This design comes from an exercise in tuning for small area on the open sky130 flow, not from production work.
In this exercise RTL edits were held to simulation tests only and were not proved equivalent to the original.
The series may have gaps, and a smaller design here may also do less where the tests do not look.

==> flow/design.v, too long to show whole: its modules and the start of the top module <==
// module synth_engine: 1156 lines
module synth_engine(
    input clk,
    input rst_n,
    input audio_sync,
    input [4:0] out_gain,
    output [10:0] reg_addr,
    input [31:0] reg_rdata,
    output [10:0] ph_raddr,
    input [23:0] ph_rdata,
    output [10:0] ph_waddr,
    output [23:0] ph_wdata,
    output ph_we,
    output [15:0] out_data,
    output out_valid
    );
  // ...
==> flow/run.sh <==
#!/bin/bash
# synth_recipe.tcl (not shown) runs the flow's synth.tcl, then flattens the netlist and writes it again
# the make line also repeats each setting of config.mk as NAME=value (left out here)
make -C /OpenROAD-flow-scripts/flow DESIGN_CONFIG=/design/flow/config.mk WORK_HOME=/design/flow/orfs CLKGATE_MAP_FILE= SYNTH_SCRIPT=/design/flow/synth_recipe.tcl finish
==> flow/config.mk <==
export PLATFORM = sky130hd
export DESIGN_NAME = synth_engine
export DESIGN_NICKNAME = synth_engine
export VERILOG_FILES = /design/flow/design.v
export SDC_FILE = /design/flow/constraint.sdc
export NUM_CORES = 4
export LEC_CHECK = 0
export CAP_MARGIN = 0
export CORE_MARGIN = 2
export CORE_UTILIZATION = 65
export CTS_CLUSTER_DIAMETER = 80
export CTS_CLUSTER_SIZE = 30
export SLEW_MARGIN = 0
export SYNTH_MEMORY_MAX_BITS = 65536
==> flow/constraint.sdc <==
create_clock -name core_clock -period 10.0 [get_ports {clk}]
set_input_delay 2.0000 -clock core_clock [delete_from_list [all_inputs] [get_ports {clk}]]
set_output_delay 2.0000 -clock core_clock [all_outputs]
set_load 0.01 [all_outputs]
Figure 1. Power grid (run 1).
Pins as bars on the die edge.
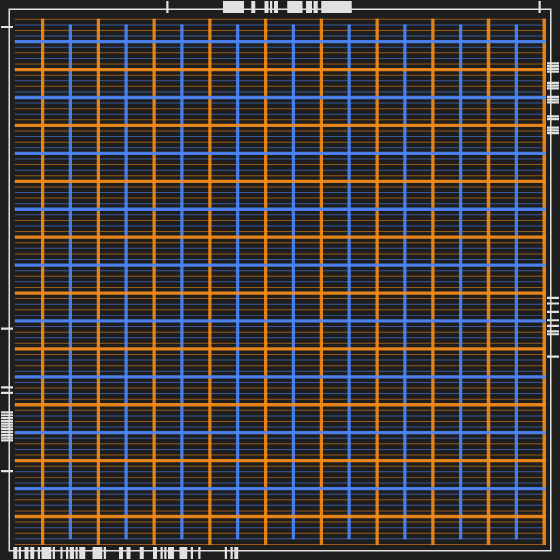
| color | net |
|---|---|
| orange | VSS |
| blue | VDD |
met5 straps: 18
signal pins: 139
met1 rails: 95
rows: 94
met4 straps: 19

Figure 2. Cell classes on the final placement (run 1).
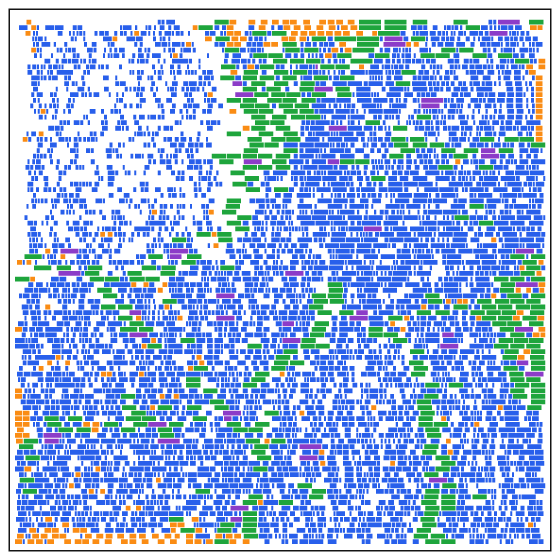
| color | class | cells | share of their area |
|---|---|---|---|
| purple | clock drivers and dummy loads | 47 | 2.4% |
| orange | other buffers and delay cells | 230 | 4.5% |
| green | flops | 363 | 16% |
| blue | combinational and other logic | 4756 | 77% |
core box area: 66100 um^2
FP Rows: 94

Figure 3. Clock wires, drivers and flops (run 1).
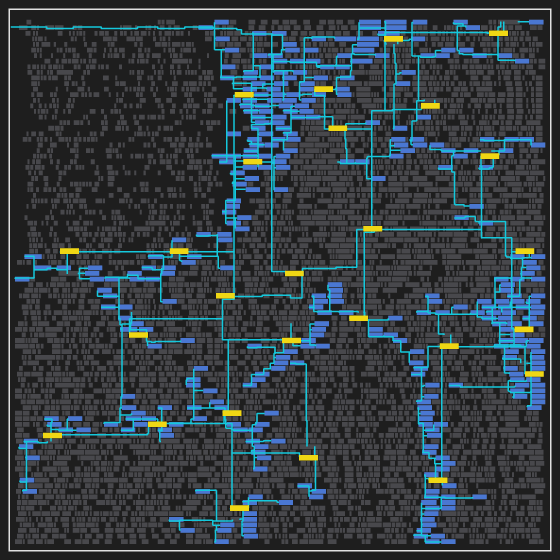
[blue] flip-flops | count: 363
[yellow] clock drivers | count: 26
[cyan] clock wires | length: 4410 um
routed clock nets: 27
flops lie: widely spread

==> flow_summary_export.csv, run 1 <==
group,metric,value,unit
placed_design,place_area,45800,um^2
clocking,cts_tree,"done",
clocking,cts-root-buf,"clkbuf_16",
placed_design,pre_cts_ws,-0.0986,ns
finish,final-seq-area,7380,um^2
clocking,cts_buffers,26,
clocking,clkLatencyLatePin,0.61,ns
clocking,path_clk_slew,0.11,ns
sta,setup_viol,0,
synth,async_flop_share,0,%
sta,fmax,105,MHz
sta,tightest_slew,1.36,ns
synth,yosys.area_share.simple,16.5,%
synth,synth_compound_area_share,20.2,%
synth,synthAdderAreaFrac,26.7,%
finish,final_common_cell,"inv_1",
synth,synth_area_leaders,"dfxtp_1 16%, ha_1 14%, fa_1 13%",
critical_path,cp-start-kind,"primary input",
floorplanning,dieWidth,263,um
synth,seq_area_frac_synth,16.9,%
synth,synth.largest_area_cell,"dfxtp_1",
routing,wl_per_cell,19.9,um
placed_design,io_buffer_count,136,
run,maxCapViolations,0,
finish,fin_area,47000,um^2
floorplanning,n_tap_cell,864,
critical_path,slowest_stage,"clkdlybuf4s50_1",
routing,routed-wl-met3,10400,um
floorplanning,dieArea,69100,um^2
clocking,cts_resized,1,
global_routing,grt_pass1_vias,38100,
sta,fin_crit_sh,94.8,%
global_routing,grt_use_met2,60.0,%
synth,synth_top_area_share,16.2,%
synth,synth_top_family_by_area,"adder cells",
global_routing,grt_max_degree,70,
global_routing,grtUsageMet1,44.5,%
finish,antenna_cells,2,
critical_path,rrSetupSlack,0.73,ns
critical_path,slowest_delay,0.61,ns
finish,clockNetworkAreaShare,2.31,%
synth,yosysMostFrequentCell,"inv_1",
routing,dr.pass1.iters,7,
finish,n_all_inverters,521,
synth,ys_types,95,
sta,drv_slew,0,
floorplanning,io_pins,139,
floorplanning,die_height,263,um
placed_design,gp_congestion,1.09,
finish,comb.multi_input.count,4235,
synth,avgSynthCellArea,8.14,um^2
finish,largest_cell_class,"multi-input combinational cells",
run_status,status,"finished clean",
critical_path,crit_required,10.53,ns
clocking,h-tree-depth,1,
finish,drive_above_1_share,4.41,%
global_routing,grt_pass1_wl,200000,um
finish,multi_input_area_share,71.1,%
clocking,cts_buffer_depth,3,
global_routing,globalRouteTotalUtil,35.5,%
routing,vias,39000,
routing,dr.max_layer_used,"met5",
critical_path,path_buf_inv,3,
critical_path,critPathMaxFanout,4,
routing,via_per_inst,6.22,
clocking,cts.sinks,363,
placed_design,dp_cells,6203,
global_routing,antenna_found_initial,6,
critical_path,worstRegToRegCells,35,
sta,worst_slack,0.516,ns
floorplanning,initial_core_util,65.9,%
synth,synth_ff_type,"dfxtp_1",
==> run 2: too many edits to list; what changed since run 1 <==
flow/design.v: 1157 -> 2475 lines; modules unchanged: 0
  synth_engine: edited, 1156 -> 2474 lines
--- a/flow/config.mk
+++ b/flow/config.mk
@@ -12,3 +12,2 @@
 export CTS_CLUSTER_SIZE = 30
 export SLEW_MARGIN = 0
-export SYNTH_MEMORY_MAX_BITS = 65536
Figure 4. Wiring by layer (run 2).
Bar = 100 um. Only two layers are drawn.
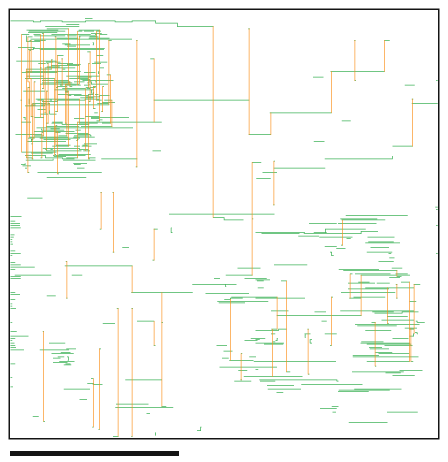
| color | layer | wire length |
|---|---|---|
| orange | metal 4 | 2670 um |
| green | metal 3 | 4920 um |

Figure 5. Cell classes on the final placement (run 2).
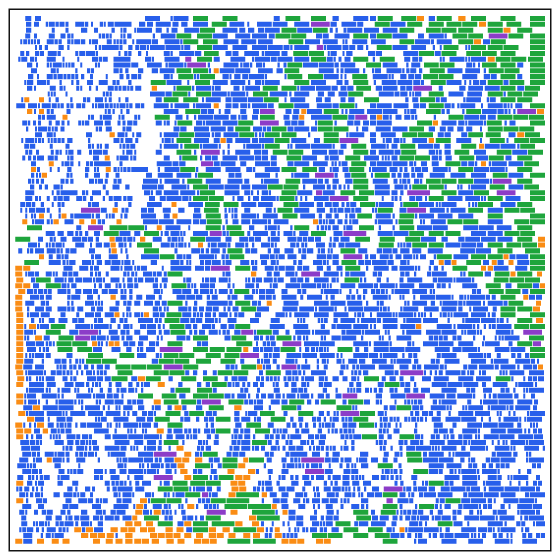
| color | class | cells | share of their area |
|---|---|---|---|
| blue | combinational and other logic | 3561 | 70% |
| orange | other buffers and delay cells | 209 | 4.5% |
| purple | clock drivers and dummy loads | 50 | 2.6% |
| green | flops | 479 | 23% |
design area: 43700 um^2
Seq/total area: 22.2%
Final Util: 71.1%
core box area: 61500 um^2
FP Rows: 91

Figure 6. Power grid (run 2).
Pins as bars on the die edge.
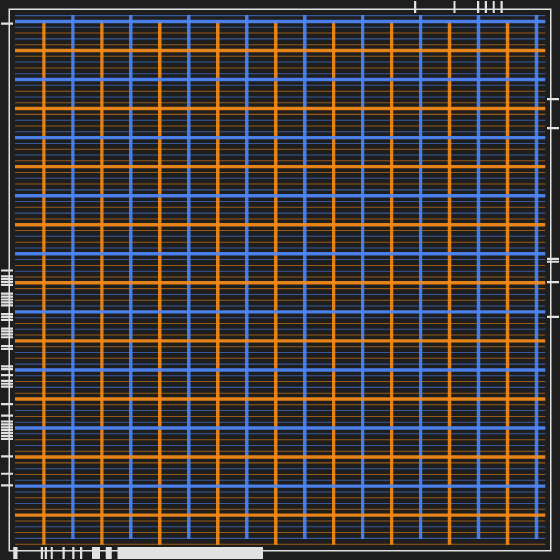
| color | net |
|---|---|
| blue | VDD |
| orange | VSS |
signal pins: 139
met4 straps: 18
rows: 91
met5 straps: 18
met1 rails: 92
die height: 253 um

==> flow_summary_export.csv, run 2 <==
group,metric,value,unit
placed_design,dp_cells,5039,
floorplanning,dieArea,63900,um^2
critical_path,slowest_delay,0.51,ns
finish,largest_cell_class,"multi-input combinational cells",
placed_design,place_area,42500,um^2
synth,ys_warn_count,1,
sta,skew,0.0479,ns
clocking,cts.sinks,479,
sta,grt_setup_unrepaired,"false",
sta,setup_viol,0,
floorplanning,initial_core_util,65.5,%
synth,synth_seq_cells,479,
synth,synthAdderAreaFrac,33.5,%
critical_path,path_buf_inv,4,
placed_design,pre_cts_ws,0.247,ns
critical_path,worstRegToRegCells,27,
critical_path,cp-end-kind,"flop",
routing,via_per_inst,5.67,
routing,dr.max_layer_used,"met4",
placed_design,gp_congestion,1.01,
synth,synth_ff_type,"dfxtp_1",
clocking,path_clk_slew,0.10,ns
synth,synth_top_family_by_area,"adder cells",
global_routing,grt_use_met2,51.7,%
finish,final-seq-area,9700,um^2
clocking,cts_resized,0,
finish,antenna_cells,0,
clocking,cts_buffers,29,
clocking,h-tree-depth,1,
clocking,cts_tree,"done",
critical_path,critPathMaxFanout,3,
clocking,cts_buffer_depth,3,
finish,signal_buffers,209,
routing,vias,28800,
synth,async_flop_share,0,%
floorplanning,dieWidth,253,um
synth,avgSynthCellArea,9.59,um^2
sta,drv_slew,0,
synth,synth_cells,4199,
finish,final_common_cell,"inv_1",
synth,seq_area_frac_synth,24.1,%
sta,tightest_slew,1.09,ns
finish,n_all_inverters,564,
critical_path,crit_required,10.53,ns
critical_path,path_depth,27,
clocking,clkLatencyLatePin,0.64,ns
global_routing,grt_pass1_vias,29100,
routing,drc,0,
placed_design,dpl.hpwl,70600,um
synth,yosys.area_share.simple,11.9,%
finish,multiInputGateArea,27800,um^2
critical_path,rrSetupSlack,0.58,ns
routing,dr.pass1.iters,7,
global_routing,grtUsageMet1,37.3,%
global_routing,globalRouteTotalUtil,29.0,%
critical_path,cp-start-kind,"flop",
synth,ys_types,88,
finish,n_clock_buffer,29,
run,maxCapViolations,0,
finish,multi_input_area_share,63.7,%
floorplanning,n_tap_cell,790,
routing,routed_wirelength,91000,um
routing,wl_per_cell,17.9,um
sta,fmax,106,MHz
finish,fin_nets,5112,
routing,wl_met2,45300,um
clocking,cts-root-buf,"clkbuf_16",
critical_path,slowest_stage,"fa_1",
global_routing,grt_pass1_wl,149000,um
sta,worst_slack,0.581,ns
synth,synth_top_area_share,25.4,%
synth,ys_top_cells_by_count,"558 x inv_1, 510 x fa_1, 469 x dfxtp_1",
finish,clockNetworkAreaShare,2.58,%
sta,relSlewSlack,26.4,%
routing,routed-wl-met3,4920,um
synth,synth.largest_area_cell,"fa_1",
global_routing,antenna_found_initial,0,
global_routing,grt_max_degree,64,
finish,comb.multi_input.count,2997,
routing,drt_iter0_drc,1971,
placed_design,io_buffer_count,136,
floorplanning,io_pins,139,
run_status,status,"finished clean",
synth,synth_compound_area_share,11.6,%
sta,setup_tns,0,ns
synth,yosysMostFrequentCell,"inv_1",
sta,fin_crit_sh,94.2,%
synth,synth_area_leaders,"fa_1 25%, dfxtp_1 23%, ha_1 8.0%",
finish,drive_above_1_share,4.65,%
--- run 3: outline of the changes from run 2 ---
flow/design.v: 2475 -> 2461 lines; modules unchanged: 0
  synth_engine: edited, 2474 -> 2460 lines
Figure 7. Wiring by layer (run 3).
Bar = 100 um. Only two layers are drawn.
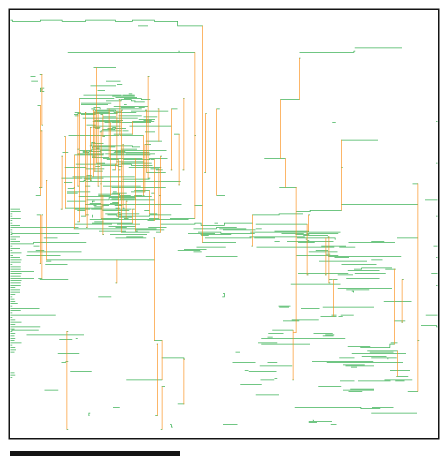
| color | layer | wire length |
|---|---|---|
| green | metal 3 | 5300 um |
| orange | metal 4 | 2740 um |

Figure 8. Power grid (run 3).
Pins as bars on the die edge.
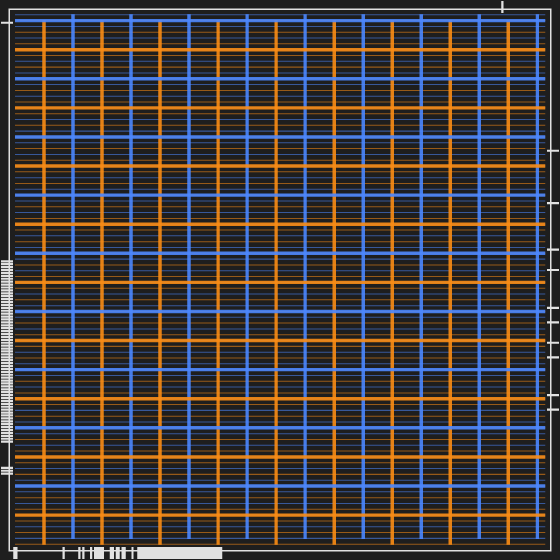
| color | net |
|---|---|
| orange | VSS |
| blue | VDD |
signal pins: 139
met1 rails: 92
met4 straps: 18
rows: 91
met5 straps: 18

Figure 9. Clock routing (run 3).
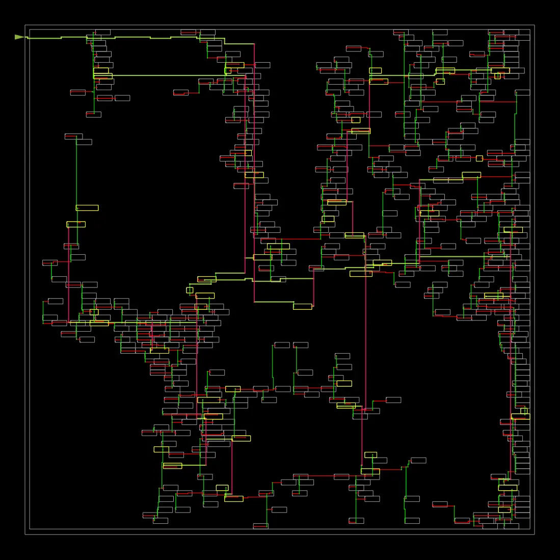
CTS Buf Count: 29
clock buffers: 29
CTS Sinks: 472

==> flow_summary_export.csv, run 3 <==
group,metric,value,unit
run_status,status,"finished clean",
floorplanning,initial_core_util,65.4,%
critical_path,crit_required,10.50,ns
finish,drive_above_1_share,5.25,%
routing,routed_wirelength,88600,um
routing,vias,27900,
finish,final_common_cell,"inv_1",
global_routing,globalRouteTotalUtil,28.9,%
synth,ys_types,91,
global_routing,grt_pass1_vias,28700,
synth,synth_top_family_by_area,"adder cells",
routing,drc,0,
global_routing,grtUsageMet1,38.8,%
synth,yosysMostFrequentCell,"inv_1",
critical_path,path_depth,26,
finish,fin_util,71.1,%
synth,synth_area_leaders,"fa_1 27%, dfxtp_1 23%, ha_1 7.8%",
placed_design,dpl.hpwl,69700,um
finish,n_all_inverters,634,
sta,fmax,103,MHz
clocking,cts_resized,0,
sta,worst_slack,0.295,ns
sta,tightest_slew,1.23,ns
critical_path,worstRegToRegCells,26,
floorplanning,dieArea,63700,um^2
synth,synth_seq_cells,472,
synth,seq_area_frac_synth,23.8,%
floorplanning,row_count,91,
synth,synth_cells,4150,
global_routing,grt_use_met2,49.1,%
routing,dr.pass1.iters,6,
finish,largest_cell_class,"multi-input combinational cells",
synth,ys_top_cells_by_count,"631 x inv_1, 539 x fa_1, 462 x dfxtp_1",
placed_design,io_buffer_count,136,
synth,yosys.area_share.simple,11.4,%
routing,drt_iter0_drc,1903,
finish,antenna_cells,0,
clocking,cts_tree,"done",
synth,async_flop_share,0,%
critical_path,slowest_delay,0.56,ns
critical_path,rrSetupSlack,0.29,ns
finish,multiInputGateArea,27600,um^2
sta,drv_slew,0,
placed_design,pre_cts_ws,0.139,ns
finish,fin_nets,5098,
floorplanning,core-area,61400,um^2
finish,signal_buffers,221,
synth,synthAdderAreaFrac,34.7,%
floorplanning,n_tap_cell,790,
placed_design,place_area,42500,um^2
routing,wl_per_cell,17.5,um
critical_path,cp-start-kind,"flop",
global_routing,antenna_found_initial,0,
routing,wl_met2,42700,um
sta,skew,0.0422,ns
finish,comb.multi_input.count,2887,
placed_design,gp_congestion,1.01,
routing,routed-wl-met3,5300,um
finish,fin_area,43600,um^2
## Run 4: what changed since run 3
--- a/flow/config.mk
+++ b/flow/config.mk
@@ -7,7 +7,8 @@
 export LEC_CHECK = 0
 export CAP_MARGIN = 0
 export CORE_MARGIN = 2
-export CORE_UTILIZATION = 65
+export CORE_UTILIZATION = 70
 export CTS_CLUSTER_DIAMETER = 80
 export CTS_CLUSTER_SIZE = 30
+export PLACE_DENSITY = 0.75
 export SLEW_MARGIN = 0
Figure 10. Clock routing (run 4).
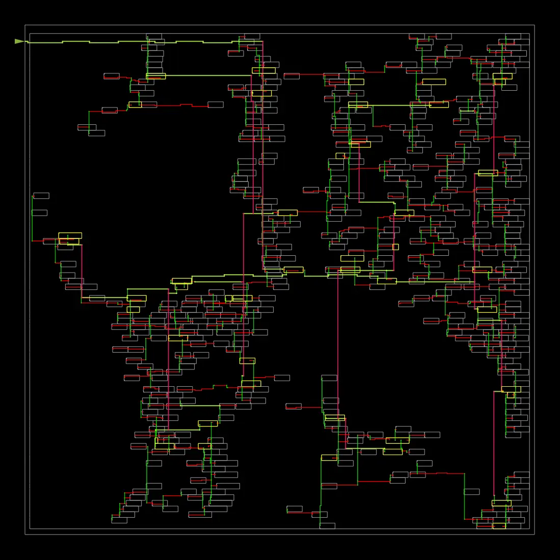
clock buffers: 28
num sequential: 472
Setup Skew: 0.0452 ns
clock insertion delay at the later pin of the skew report: 0.62 ns

Figure 11. Cell classes on the final placement (run 4).
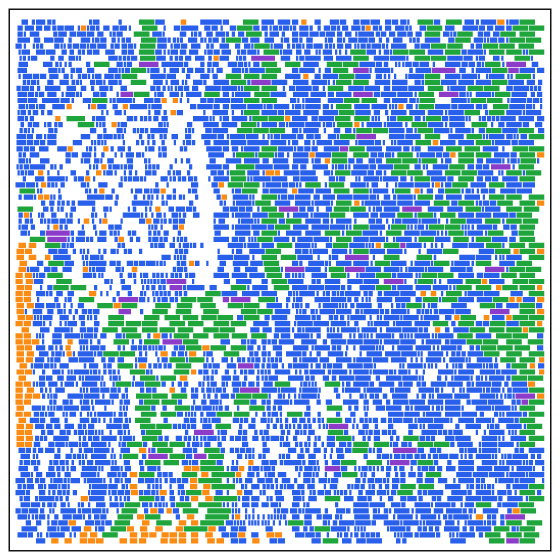
| color | class | cells | share of their area |
|---|---|---|---|
| green | flops | 472 | 22% |
| orange | other buffers and delay cells | 217 | 4.6% |
| purple | clock drivers and dummy loads | 45 | 2.3% |
| blue | combinational and other logic | 3521 | 71% |

Figure 12. Clock wires, drivers and flops (run 4).
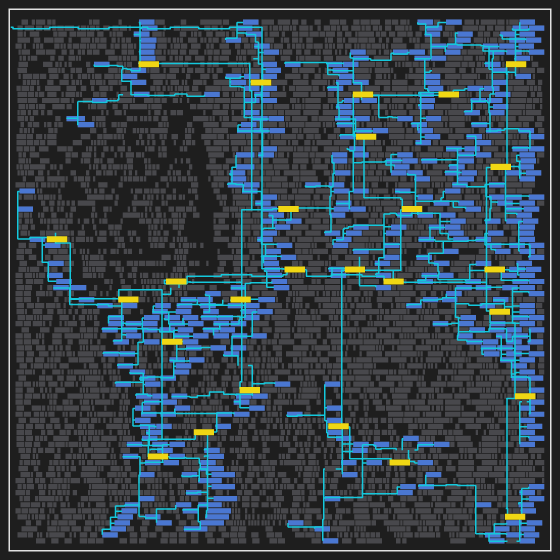
[cyan] clock wires | length: 5000 um
[blue] flip-flops | count: 472
[yellow] clock drivers | count: 26
flops lie: widely spread
routed clock nets: 27

==> flow_summary_export.csv, run 4 <==
group,metric,value,unit
floorplanning,row_count,87,
clocking,cts-root-buf,"clkbuf_16",
critical_path,path_depth,26,
floorplanning,n_tap_cell,756,
finish,fin_nets,5091,
routing,drt_iter0_drc,1991,
synth,syn_area,40100,um^2
finish,seq_share,22.0,%
routing,wirelength_met1,37200,um
critical_path,worstRegToRegCells,26,
synth,synth.largest_area_cell,"fa_1",
floorplanning,initial_core_util,71.0,%
synth,yosys.area_share.simple,11.4,%
placed_design,gp_congestion,1.05,
synth,yosysMostFrequentCell,"inv_1",
synth,avgSynthCellArea,9.67,um^2
global_routing,globalRouteTotalUtil,31.3,%
critical_path,rrSetupSlack,0.16,ns
global_routing,grt_use_met2,54.2,%
critical_path,cp-end-kind,"flop",
critical_path,cp-start-kind,"flop",
finish,n_all_inverters,634,
synth,synth_area_leaders,"fa_1 27%, dfxtp_1 23%, ha_1 7.8%",
routing,vias,28500,
critical_path,slowest_stage,"fa_2",
critical_path,cp_data_arrival_time,10.31,ns
synth,seq_area_frac_synth,23.8,%
clocking,hold_buffers,0,
finish,fin_util,77.0,%
floorplanning,core-area,56500,um^2
clocking,cts_tree,"done",
sta,tightest_slew,1.09,ns
placed_design,place_area,42400,um^2
floorplanning,dieArea,59300,um^2
routing,wl_met2,44300,um
routing,routed_wirelength,90800,um
synth,ys_types,91,
clocking,cts.sinks,472,
critical_path,crit_required,10.47,ns
sta,setup_viol,0,
global_routing,antenna_found_initial,0,
global_routing,grtUsageMet1,40.9,%
synth,ys_top_cells_by_count,"631 x inv_1, 539 x fa_1, 462 x dfxtp_1",
sta,worst_slack,0.164,ns
finish,signal_buffers,217,
synth,synth_cells,4150,
routing,routed-wl-met3,6000,um
placed_design,pre_cts_ws,0.162,ns
clocking,cts_resized,0,
placed_design,io_buffer_count,136,
finish,multiInputGateArea,27600,um^2
finish,drive_above_1_share,5.03,%
sta,hold_ws,0.316,ns
routing,drc,0,
synth,synth_seq_cells,472,
finish,fin_area,43500,um^2
placed_design,dpl.hpwl,70600,um
sta,drv_slew,0,
sta,fmax,102,MHz
routing,wl_per_cell,18.1,um
clocking,cts_buffers,26,
run_status,status,"finished clean",
synth,synth_ff_type,"dfxtp_1",
finish,antenna_cells,0,
finish,comb.multi_input.count,2887,
synth,synth_top_family_by_area,"adder cells",
global_routing,grt_pass1_vias,29500,
routing,dr.pass1.iters,7,
synth,synthAdderAreaFrac,34.7,%
finish,clockNetworkAreaShare,2.29,%
finish,final_common_cell,"inv_1",
finish,final-seq-area,9560,um^2
critical_path,slowest_delay,0.58,ns
finish,largest_cell_class,"multi-input combinational cells",
critical_path,path_common_cell,"fa_1",
global_routing,grt.busiest_layer,"met2",
synth,async_flop_share,0,%
## Run 5: large edit since run 4, in outline
flow/design.v: 2461 -> 2612 lines; modules unchanged: 0
  synth_engine: edited, 2460 -> 2611 lines
Figure 13. Power grid (run 5).
Pins as bars on the die edge.
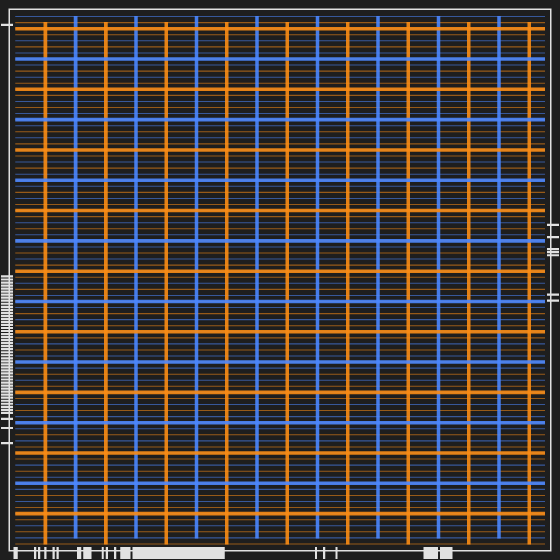
| color | net |
|---|---|
| blue | VDD |
| orange | VSS |
signal pins: 139
met5 straps: 17
met1 rails: 88
met4 straps: 17

Figure 14. Wiring by layer (run 5).
Bar = 50 um. Only two layers are drawn.
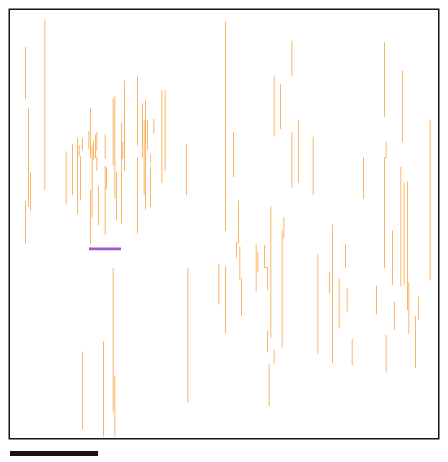
| color | layer | wire length |
|---|---|---|
| orange | metal 4 | 3080 um |
| purple | metal 5 | 16.6 um |
WL/cell: 18.2 um
Vias: 27800
wire length after detailed routing: 89700 um

Figure 15. Clock routing (run 5).
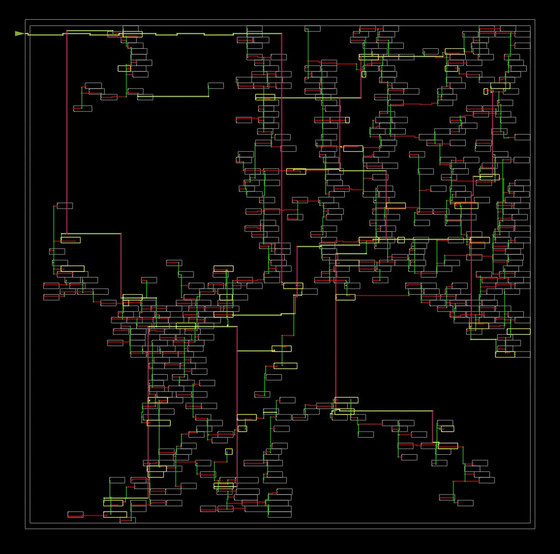
CTS Buf Count: 28
num sequential: 481

==> flow_summary_export.csv, run 5 <==
group,metric,value,unit
sta,drv_slew,0,
synth,avgSynthCellArea,9.80,um^2
critical_path,path_common_cell,"fa_1",
finish,signal_buffers,220,
synth,synth_seq_cells,481,
synth,syn_area,39800,um^2
global_routing,grt_use_met2,54.2,%
finish,n_all_inverters,602,
synth,synth.largest_area_cell,"fa_1",
global_routing,gr-total-overflow,0,
clocking,clkLatencyLatePin,0.64,ns
clocking,cts.sinks,481,
synth,ys_warn_count,1,
sta,tightest_slew,1.22,ns
synth,yosys.area_share.xor_xnor,8.49,%
global_routing,globalRouteTotalUtil,30.9,%
routing,routed-wl-met3,6010,um
synth,synthAdderAreaFrac,35.3,%
synth,synth_ff_type,"dfxtp_1",
worst_hold_path,min_path_cells,0,
global_routing,grt_use_met3,4.02,%
synth,synth_cells,4056,
synth,seq_area_frac_synth,24.5,%
global_routing,grtUsageMet1,39.9,%
finish,multi_input_area_share,62.9,%
critical_path,cp_data_arrival_time,10.16,ns
floorplanning,initial_core_util,70.6,%
sta,fin_crit,9.64,ns
finish,final-seq-area,9740,um^2
finish,antenna_cells,1,
synth,async_flop_share,0,%
finish,drive_above_1_share,4.83,%
clocking,h-tree-depth,1,
global_routing,grt_max_degree,104,
routing,wirelength_met1,35800,um
finish,fin_util,76.7,%
clocking,hold_buffers,0,
placed_design,dpl.hpwl,68400,um
finish,final_common_cell,"inv_1",
finish,comb.multi_input.count,2813,
sta,setup_viol,0,
floorplanning,core-area,56300,um^2
routing,drt_iter0_drc,1967,
placed_design,io_buffer_count,136,
finish,fill_cells,3890,
finish,fin_nets,4993,
finish,fin_area,43200,um^2
synth,ys_top_cells_by_count,"601 x inv_1, 558 x fa_1, 471 x dfxtp_1",
critical_path,slowest_stage,"dfxtp_1",
routing,dr.pass1.iters,5,
routing,drc,0,
placed_design,place_area,42000,um^2
synth,ys_types,92,
clocking,postCtsSetupBuffers,0,
run_status,status,"finished clean",
finish,n_clock_buffer,28,
critical_path,cp-start-kind,"flop",
synth,synth_top_family_by_area,"adder cells",
floorplanning,row_count,87,
clocking,cts_tree,"done",
synth,yosys.area_share.simple,11.3,%
sta,skew,0.0503,ns
critical_path,crit_required,10.52,ns
global_routing,grt_pass1_vias,28500,
finish,largest_cell_class,"multi-input combinational cells",
sta,fin_crit_sh,96.4,%
critical_path,cp-end-kind,"flop",
floorplanning,n_tap_cell,756,
clocking,cts-root-buf,"clkbuf_16",
floorplanning,dieArea,58700,um^2
routing,wl_met2,44800,um
global_routing,grt.busiest_layer,"met2",
sta,worst_slack,0.357,ns
synth,synth_top_area_share,28.1,%
critical_path,path_depth,24,
synth,synth_area_leaders,"fa_1 28%, dfxtp_1 24%, ha_1 7.1%",
sta,fmax,104,MHz
finish,seq_share,22.6,%
global_routing,antenna_found_initial,3,
finish,multiInputGateArea,27100,um^2
sta,hold_ws,0.307,ns
synth,yosysMostFrequentCell,"inv_1",
sta,relSlewSlack,17.9,%
placed_design,pre_cts_ws,0.184,ns
placed_design,gp_congestion,1.00,
clocking,cts_resized,0,
critical_path,slowest_delay,0.60,ns
finish,clockNetworkAreaShare,2.50,%
critical_path,worstRegToRegCells,24,
critical_path,rrSetupSlack,0.36,ns
## Run 6: what changed since run 5
--- a/flow/config.mk
+++ b/flow/config.mk
@@ -7,8 +7,8 @@
 export LEC_CHECK = 0
 export CAP_MARGIN = 0
 export CORE_MARGIN = 2
-export CORE_UTILIZATION = 70
+export CORE_UTILIZATION = 75
 export CTS_CLUSTER_DIAMETER = 80
 export CTS_CLUSTER_SIZE = 30
-export PLACE_DENSITY = 0.75
+export PLACE_DENSITY = 0.8
 export SLEW_MARGIN = 0
Figure 16. Power grid (run 6).
Pins as bars on the die edge.
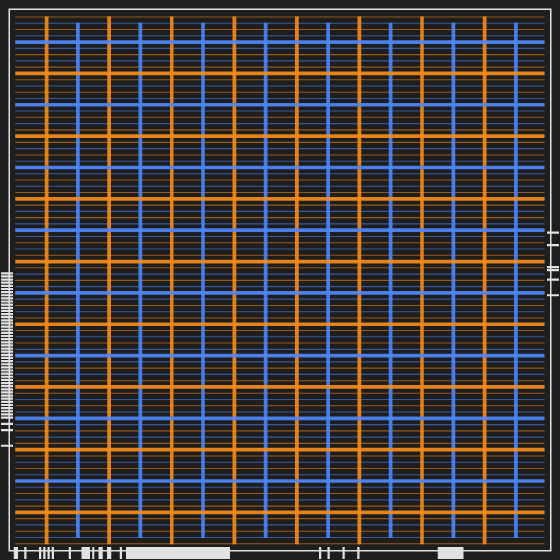
| color | net |
|---|---|
| orange | VSS |
| blue | VDD |
rows: 84
met1 rails: 85
signal pins: 139
met4 straps: 16
die height: 234 um

Figure 17. Clock routing (run 6).
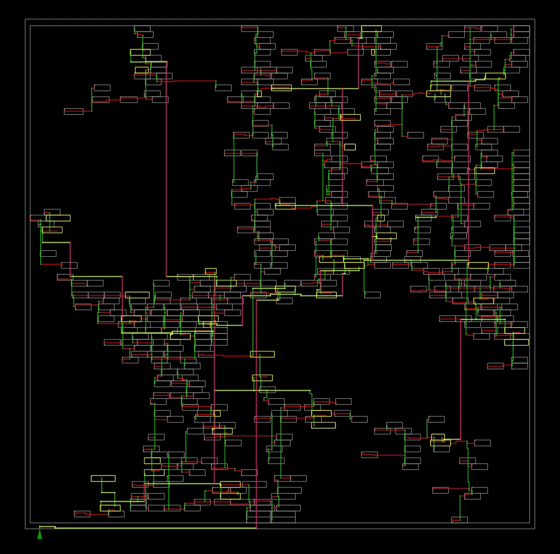
Setup Skew: 0.0341 ns

Figure 18. Cell classes on the final placement (run 6).
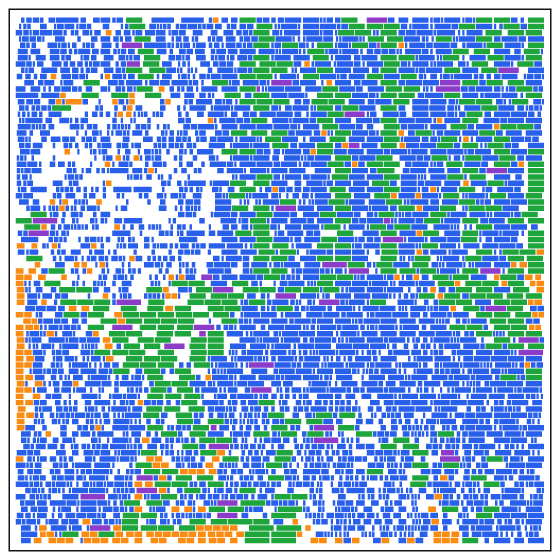
| color | class | cells | share of their area |
|---|---|---|---|
| purple | clock drivers and dummy loads | 46 | 2.5% |
| orange | other buffers and delay cells | 231 | 4.9% |
| blue | combinational and other logic | 3415 | 70% |
| green | flops | 481 | 23% |
Final Util: 82.4%
core box area: 52400 um^2
FP Rows: 84

==> flow_summary_export.csv, run 6 <==
group,metric,value,unit
routing,vias,28700,
clocking,cts_buffers,27,
worst_hold_path,min_path_cells,0,
finish,drive_above_1_share,5.32,%
clocking,clkLatencyLatePin,0.62,ns
synth,synth_seq_cells,481,
finish,fin_nets,5003,
run_status,status,"finished clean",
finish,n_clock_buffer,31,
synth,synthAdderAreaFrac,35.3,%
sta,worst_slack,0.198,ns
clocking,cts_tree,"done",
critical_path,worstRegToRegCells,24,
floorplanning,dieArea,54900,um^2
finish,largest_cell_class,"multi-input combinational cells",
global_routing,antenna_found_initial,1,
placed_design,place_area,42000,um^2
critical_path,cp-end-kind,"flop",
sta,drv_slew,0,
finish,fin_area,43200,um^2
synth,ys_top_cells_by_count,"601 x inv_1, 558 x fa_1, 471 x dfxtp_1",
floorplanning,initial_core_util,75.8,%
critical_path,crit_required,10.50,ns
sta,tightest_slew,1.23,ns
clocking,hold_buffers,0,
routing,drt_iter0_drc,2460,
global_routing,grt.busiest_layer,"met2",
finish,multi_input_area_share,62.9,%
clocking,cts-root-buf,"clkbuf_16",
synth,ys_types,92,
global_routing,grt_use_met2,63.1,%
clocking,cts.sinks,481,
global_routing,grtUsageMet1,42.7,%
finish,clockNetworkAreaShare,2.44,%
synth,seq_area_frac_synth,24.5,%
routing,wl_per_cell,19.8,um
synth,synth_area_leaders,"fa_1 28%, dfxtp_1 24%, ha_1 7.1%",
sta,fmax,102,MHz
synth,yosysMostFrequentCell,"inv_1",
floorplanning,n_tap_cell,688,
critical_path,cp-start-kind,"flop",
critical_path,path_common_cell,"fa_1",
finish,signal_buffers,231,
clocking,postCtsSetupBuffers,0,
finish,n_all_inverters,602,
synth,synth_top_area_share,28.1,%
finish,final_common_cell,"inv_1",
critical_path,slowest_stage,"dfxtp_2",
sta,setup_viol,0,
routing,routed-wl-met3,6950,um
synth,synth.largest_area_cell,"fa_1",
synth,avgSynthCellArea,9.80,um^2
synth,yosys.area_share.xor_xnor,8.49,%
placed_design,io_buffer_count,136,
sta,fin_crit_sh,98.0,%
## Run 7: what changed since run 6
--- a/flow/config.mk
+++ b/flow/config.mk
@@ -7,8 +7,8 @@
 export LEC_CHECK = 0
 export CAP_MARGIN = 0
 export CORE_MARGIN = 2
-export CORE_UTILIZATION = 75
-export CTS_CLUSTER_DIAMETER = 80
-export CTS_CLUSTER_SIZE = 30
-export PLACE_DENSITY = 0.8
+export CORE_UTILIZATION = 70
+export CTS_CLUSTER_DIAMETER = 90
+export CTS_CLUSTER_SIZE = 25
+export PLACE_DENSITY = 0.75
 export SLEW_MARGIN = 0
Figure 19. Wiring by layer (run 7).
Bar = 50 um. Only two layers are drawn.
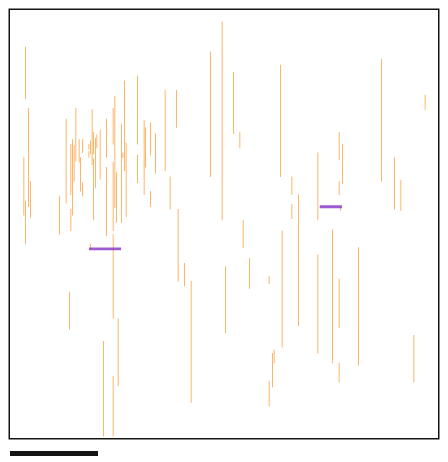
| color | layer | wire length |
|---|---|---|
| orange | metal 4 | 2540 um |
| purple | metal 5 | 27.6 um |
wire length after detailed routing: 88100 um
Vias: 27700

Figure 20. Clock wires, drivers and flops (run 7).
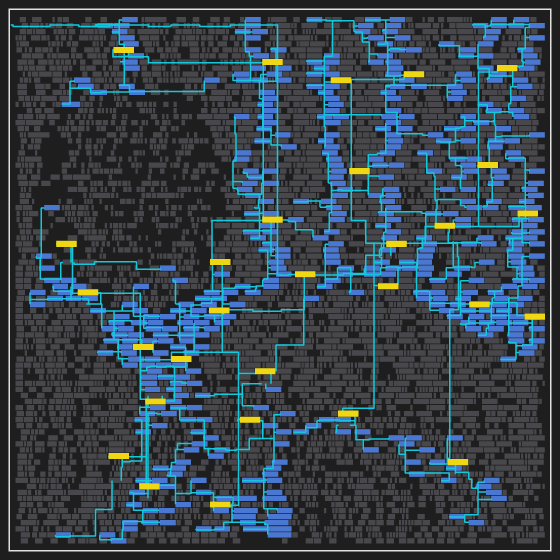
[yellow] clock drivers | count: 29
[blue] flip-flops | count: 481
[cyan] clock wires | length: 5100 um
flops lie: widely spread
routed clock nets: 30

Figure 21. Clock routing (run 7).
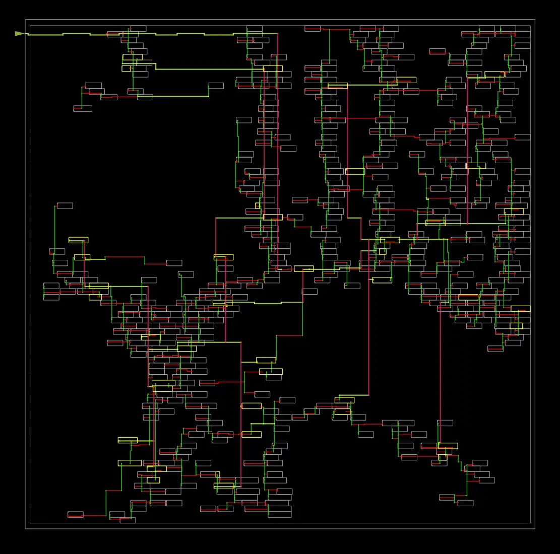
clock insertion delay at the later pin of the skew report: 0.61 ns

==> flow_summary_export.csv, run 7 <==
group,metric,value,unit
run_status,status,"finished clean",
sta,setup_tns,0,ns
global_routing,grtUsageMet1,39.1,%
critical_path,worstRegToRegCells,30,
synth,synth_ff_type,"dfxtp_1",
floorplanning,n_tap_cell,756,
global_routing,grt.busiest_layer,"met2",
finish,final_common_cell,"inv_1",
critical_path,path_common_cell,"fa_1",
floorplanning,initial_core_util,70.6,%
synth,synth_area_leaders,"fa_1 28%, dfxtp_1 24%, ha_1 7.1%",
sta,fin_crit_sh,95.9,%
clocking,cts_tree,"done",
sta,relSlewSlack,19.5,%
critical_path,critPathTopFamily,"adder cells",
sta,tightest_slew,1.20,ns
critical_path,cp-start-kind,"flop",
finish,final-seq-area,9740,um^2
synth,synth_seq_cells,481,
finish,buf_share,4.63,%
synth,synth_top_area_share,28.1,%
global_routing,grt_max_degree,104,
critical_path,slowest_stage,"fa_1",
clocking,cts_buffers,29,
synth,seq_area_frac_synth,24.5,%
sta,fmax,104,MHz
sta,skew,0.0199,ns
clocking,path_clk_slew,0.09,ns
clocking,postCtsSetupBuffers,0,
finish,drive_above_1_share,4.71,%
critical_path,cp-end-kind,"flop",
finish,signal_buffers,220,
global_routing,antenna_found_initial,4,
finish,n_clock_buffer,30,
placed_design,dp_cells,4868,
synth,ys_warn_count,1,
clocking,cts-root-buf,"clkbuf_16",
routing,routed-wl-met3,5410,um
finish,antenna_cells,2,
placed_design,place_area,42000,um^2
critical_path,cp_data_arrival_time,10.09,ns
floorplanning,core-area,56300,um^2
synth,ys_types,92,
finish,multi_input_area_share,63.0,%
sta,fin_crit,9.59,ns
finish,largest_cell_class,"multi-input combinational cells",
placed_design,io_buffer_count,136,
sta,worst_slack,0.409,ns
clocking,cts.sinks,481,
floorplanning,die_height,242,um
clocking,cts_buffer_depth,3,
synth,synth.largest_area_cell,"fa_1",
floorplanning,dieWidth,242,um
global_routing,grt_use_met2,53.5,%
routing,drt_iter0_drc,1964,
finish,comb.multi_input.count,2813,
synth,yosysMostFrequentCell,"inv_1",
global_routing,grt_pass1_wl,144000,um
clocking,cts_resized,0,
synth,async_flop_share,0,%
critical_path,path_depth,30,
worst_hold_path,min_path_cells,0,
clocking,h-tree-depth,1,
synth,syn_area,39800,um^2
synth,synth_compound_area_share,10.5,%
finish,multiInputGateArea,27100,um^2
floorplanning,row_count,87,
synth,synthAdderAreaFrac,35.3,%
floorplanning,dieArea,58700,um^2
sta,setup_viol,0,
finish,fin_area,43000,um^2
clocking,hold_buffers,0,
routing,antenna_left,0,
routing,via_per_inst,5.64,
synth,synthesis.nets,4903,
global_routing,globalRouteTotalUtil,30.2,%
synth,yosys.area_share.simple,11.3,%
critical_path,critPathMaxFanout,5,
sta,drv_slew,0,
placed_design,dpl.hpwl,68400,um
finish,fin_nets,4994,
finish,fin_util,76.5,%
critical_path,crit_required,10.50,ns
global_routing,grt_pass1_vias,28200,
synth,yosys.area_share.xor_xnor,8.49,%
routing,dr.pass1.iters,6,
synth,synth.area.mux_share,2.61,%
synth,ys_top_cells_by_count,"601 x inv_1, 558 x fa_1, 471 x dfxtp_1",
synth,avgSynthCellArea,9.80,um^2
finish,areaGrowthSynthToFinish,8.28,%
finish,n_all_inverters,602,
routing,drc,0,
finish,clockNetworkAreaShare,2.26,%
sta,hold_ws,0.319,ns
routing,wl_per_cell,17.9,um
==> run 8: too many edits to list; what changed since run 7 <==
flow/design.v: 2612 -> 2512 lines; modules unchanged: 0
  synth_engine: edited, 2611 -> 2511 lines
--- a/flow/config.mk
+++ b/flow/config.mk
@@ -8,7 +8,6 @@
 export CAP_MARGIN = 0
 export CORE_MARGIN = 2
-export CORE_UTILIZATION = 70
-export CTS_CLUSTER_DIAMETER = 90
-export CTS_CLUSTER_SIZE = 25
-export PLACE_DENSITY = 0.75
+export CORE_UTILIZATION = 65
+export CTS_CLUSTER_DIAMETER = 80
+export CTS_CLUSTER_SIZE = 30
 export SLEW_MARGIN = 0
Figure 22. Cell classes on the final placement (run 8).
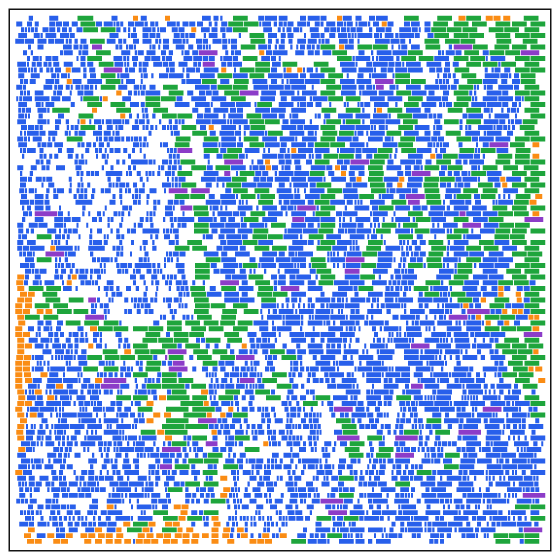
| color | class | cells | share of their area |
|---|---|---|---|
| green | flops | 534 | 25% |
| purple | clock drivers and dummy loads | 60 | 3.1% |
| blue | combinational and other logic | 3517 | 68% |
| orange | other buffers and delay cells | 195 | 4.1% |

Figure 23. Clock wires, drivers and flops (run 8).
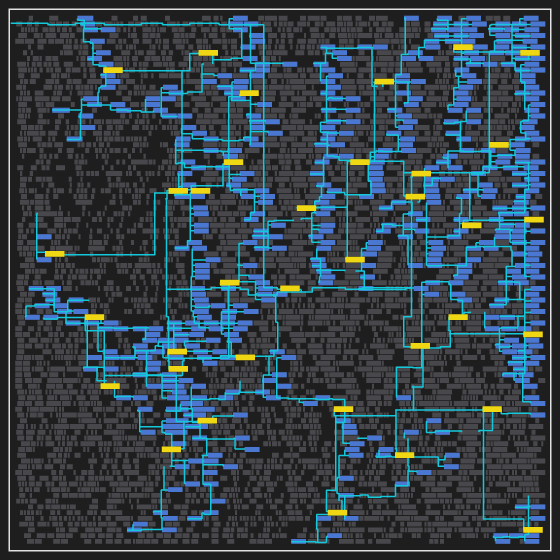
[cyan] clock wires | length: 5860 um
[yellow] clock drivers | count: 35
[blue] flip-flops | count: 534
routed clock nets: 36
Setup Skew: 0.0333 ns

Figure 24. Wiring by layer (run 8).
Bar = 100 um. Only two layers are drawn.
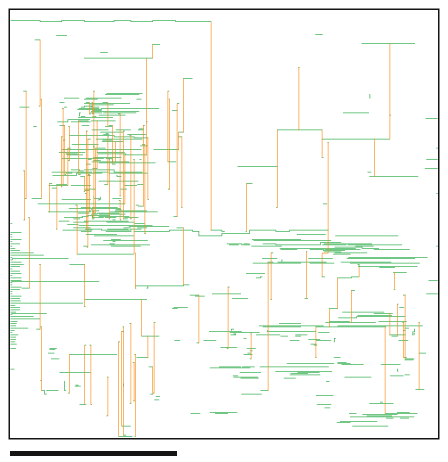
| color | layer | wire length |
|---|---|---|
| orange | metal 4 | 3170 um |
| green | metal 3 | 4980 um |
WL/cell: 17.4 um
wire length after detailed routing: 89700 um
Vias: 28700
Global Route Usage Sum: 28.1%

==> flow_summary_export.csv, run 8 <==
group,metric,value,unit
synth,async_flop_share,0,%
finish,n_all_inverters,552,
routing,antenna_left,0,
critical_path,path_common_cell,"fa_1",
synth,synth.largest_area_cell,"dfxtp_1",
finish,largest_cell_class,"multi-input combinational cells",
routing,routed-wl-met3,4980,um
finish,final_common_cell,"inv_1",
synth,synth_compound_area_share,11.3,%
finish,multiInputGateArea,27700,um^2
finish,areaGrowthSynthToFinish,8.84,%
routing,drt_iter0_drc,2048,
placed_design,io_buffer_count,136,
clocking,cts_buffer_depth,3,
finish,signal_buffers,195,
synth,ys_top_cells_by_count,"545 x inv_1, 524 x dfxtp_1, 524 x fa_1",
finish,fin_util,71.2,%
finish,comb.multi_input.count,2965,
critical_path,path_depth,25,
finish,drive_above_1_share,4.44,%
synth,synth_ff_type,"dfxtp_1",
synth,ys_warn_count,1,
global_routing,antenna_found_initial,4,
sta,tightest_slew,1.10,ns
placed_design,dpl.hpwl,68700,um
synth,synthAdderAreaFrac,33.0,%
routing,dr.pass1.iters,6,
sta,worst_slack,0.525,ns
clocking,cts_tree,"done",
floorplanning,dieWidth,256,um
finish,final-seq-area,10800,um^2
sta,fin_crit_sh,94.8,%
floorplanning,core-area,62900,um^2
sta,fin_crit,9.48,ns
synth,seq_area_frac_synth,26.2,%
global_routing,grt_use_met2,49.4,%
global_routing,grt_pass1_vias,29100,
run_status,status,"finished clean",
floorplanning,initial_core_util,65.4,%
finish,fin_nets,5116,
synth,synth_seq_cells,534,
synth,synth_top_area_share,25.5,%
finish,multi_input_area_share,61.8,%
critical_path,cp-end-kind,"flop",
critical_path,cp-start-kind,"flop",
critical_path,cp_data_arrival_time,9.96,ns
placed_design,place_area,43300,um^2
global_routing,grt_max_degree,83,
clocking,clkLatencyLatePin,0.61,ns
clocking,hold_buffers,0,
finish,clockNetworkAreaShare,3.05,%
synth,yosys.area_share.simple,11.5,%
critical_path,crit_required,10.48,ns
critical_path,critPathMaxFanout,8,
clocking,cts.sinks,534,
critical_path,critPathTopFamily,"adder cells",
critical_path,slowest_stage,"dfxtp_1",
worst_hold_path,min_path_cells,0,
synth,synthesis.nets,5059,
finish,antenna_cells,5,
sta,setup_viol,0,
sta,relSlewSlack,26.7,%
routing,via_per_inst,5.56,
placed_design,dp_cells,5090,
clocking,cts-root-buf,"clkbuf_16",

## Gallery

Clock routing.
picture 1
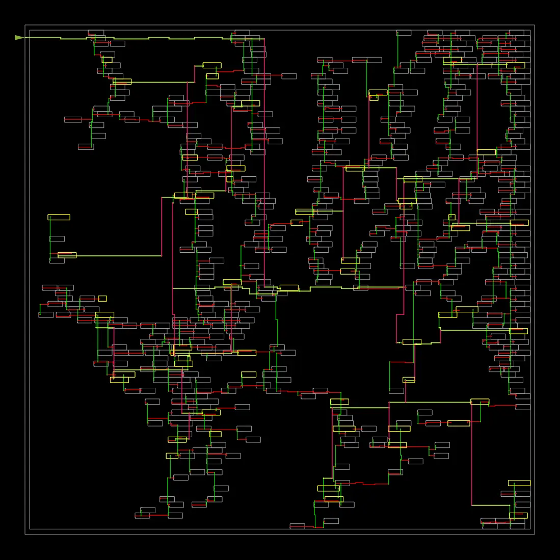
picture 2
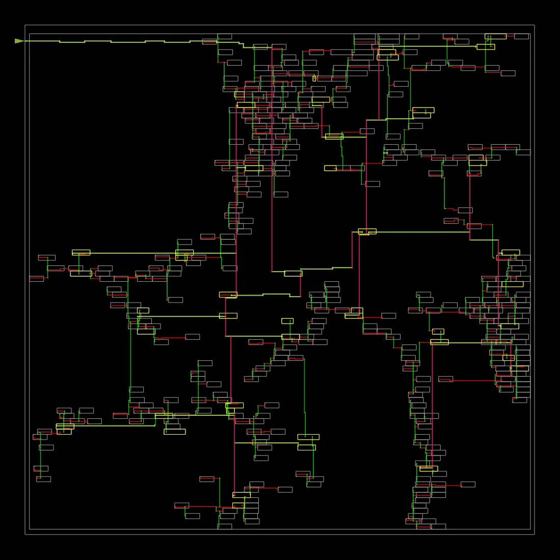
picture 3
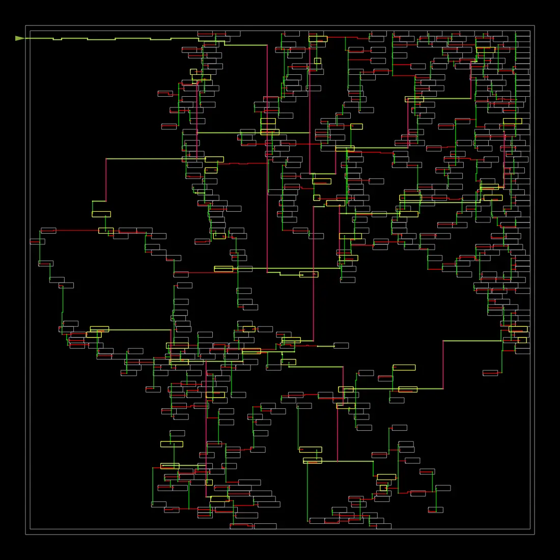
The one with the fewest sequential cells is picture 2.
For run 2, see picture 3.
For run 1, see picture 2.
For run 8, see picture 1.


==> notes/layouts.md <==
Pictures saved along the way, in no particular order.

Clock wires, drivers and flops.
Plate I
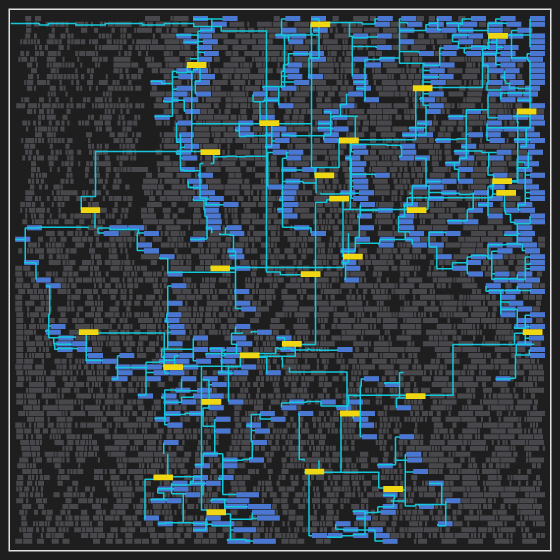
Plate II
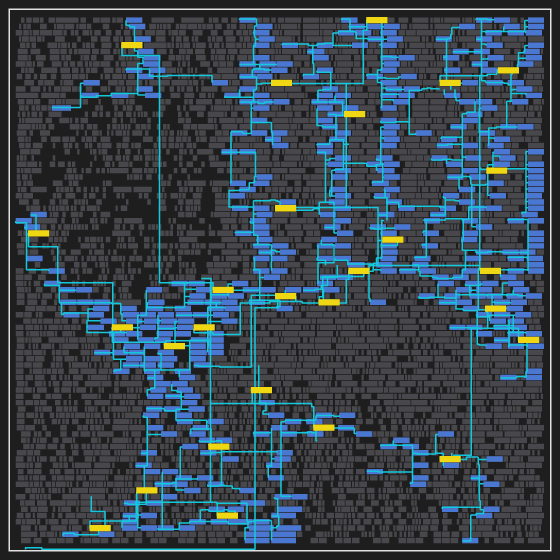
| from | picture |
|---|---|
| run 2 | Plate I |
| run 6 | Plate II |

Key to Plate I:
[blue] flip-flops | count: 479
[cyan] clock wires | length: 5280 um
[yellow] clock drivers | count: 29
routed clock nets: 30

[what the ideal ports hide]
Ports are ideal in the flow. The routed layouts listed here were re-timed in OpenROAD.
Step 1 assumes that a clkbuf_16 drives the clock port and a buf_2 every other input.
Step 2 adds t to the input delays and takes it off the output delays; t is the mean of the earliest and latest rising clock arrival at the registers after step 1. Input paths then give back, and output paths get back, about the clock's delay inside the block.
Slacks: no drivers / after step 1 / after step 2; pairs: no drivers / after step 1.
run | t, ns | setup WS [ns] | worst data-port slew with drivers (ns) | cell pins on the clock port's net
run 1 | 0.671 | 0.516 / 0.562 / -0.108 | 0.07 | 1
run 2 | 0.684 | 0.581 / 0.581 / 0.176 | 0.04 | 1
run 3 | 0.671 | 0.295 / 0.295 / 0.271 | 0.07 | 1
run 4 | 0.661 | 0.164 / 0.164 / 0.164 | 0.06 | 1
run 5 | 0.675 | 0.357 / 0.357 / 0.132 | 0.07 | 1
run 6 | 0.653 | 0.198 / 0.198 / 0.021 | 0.08 | 1
run 7 | 0.666 | 0.409 / 0.409 / 0.096 | 0.07 | 1
run 8 | 0.648 | 0.525 / 0.525 / 0.121 | 0.09 | 1
Met with ideal ports but missed after step 2: setup timing in run 1. For run 1, which loses most, drivers alone change the setup slack by +0.046 ns; drivers and shift together by -0.624 ns.
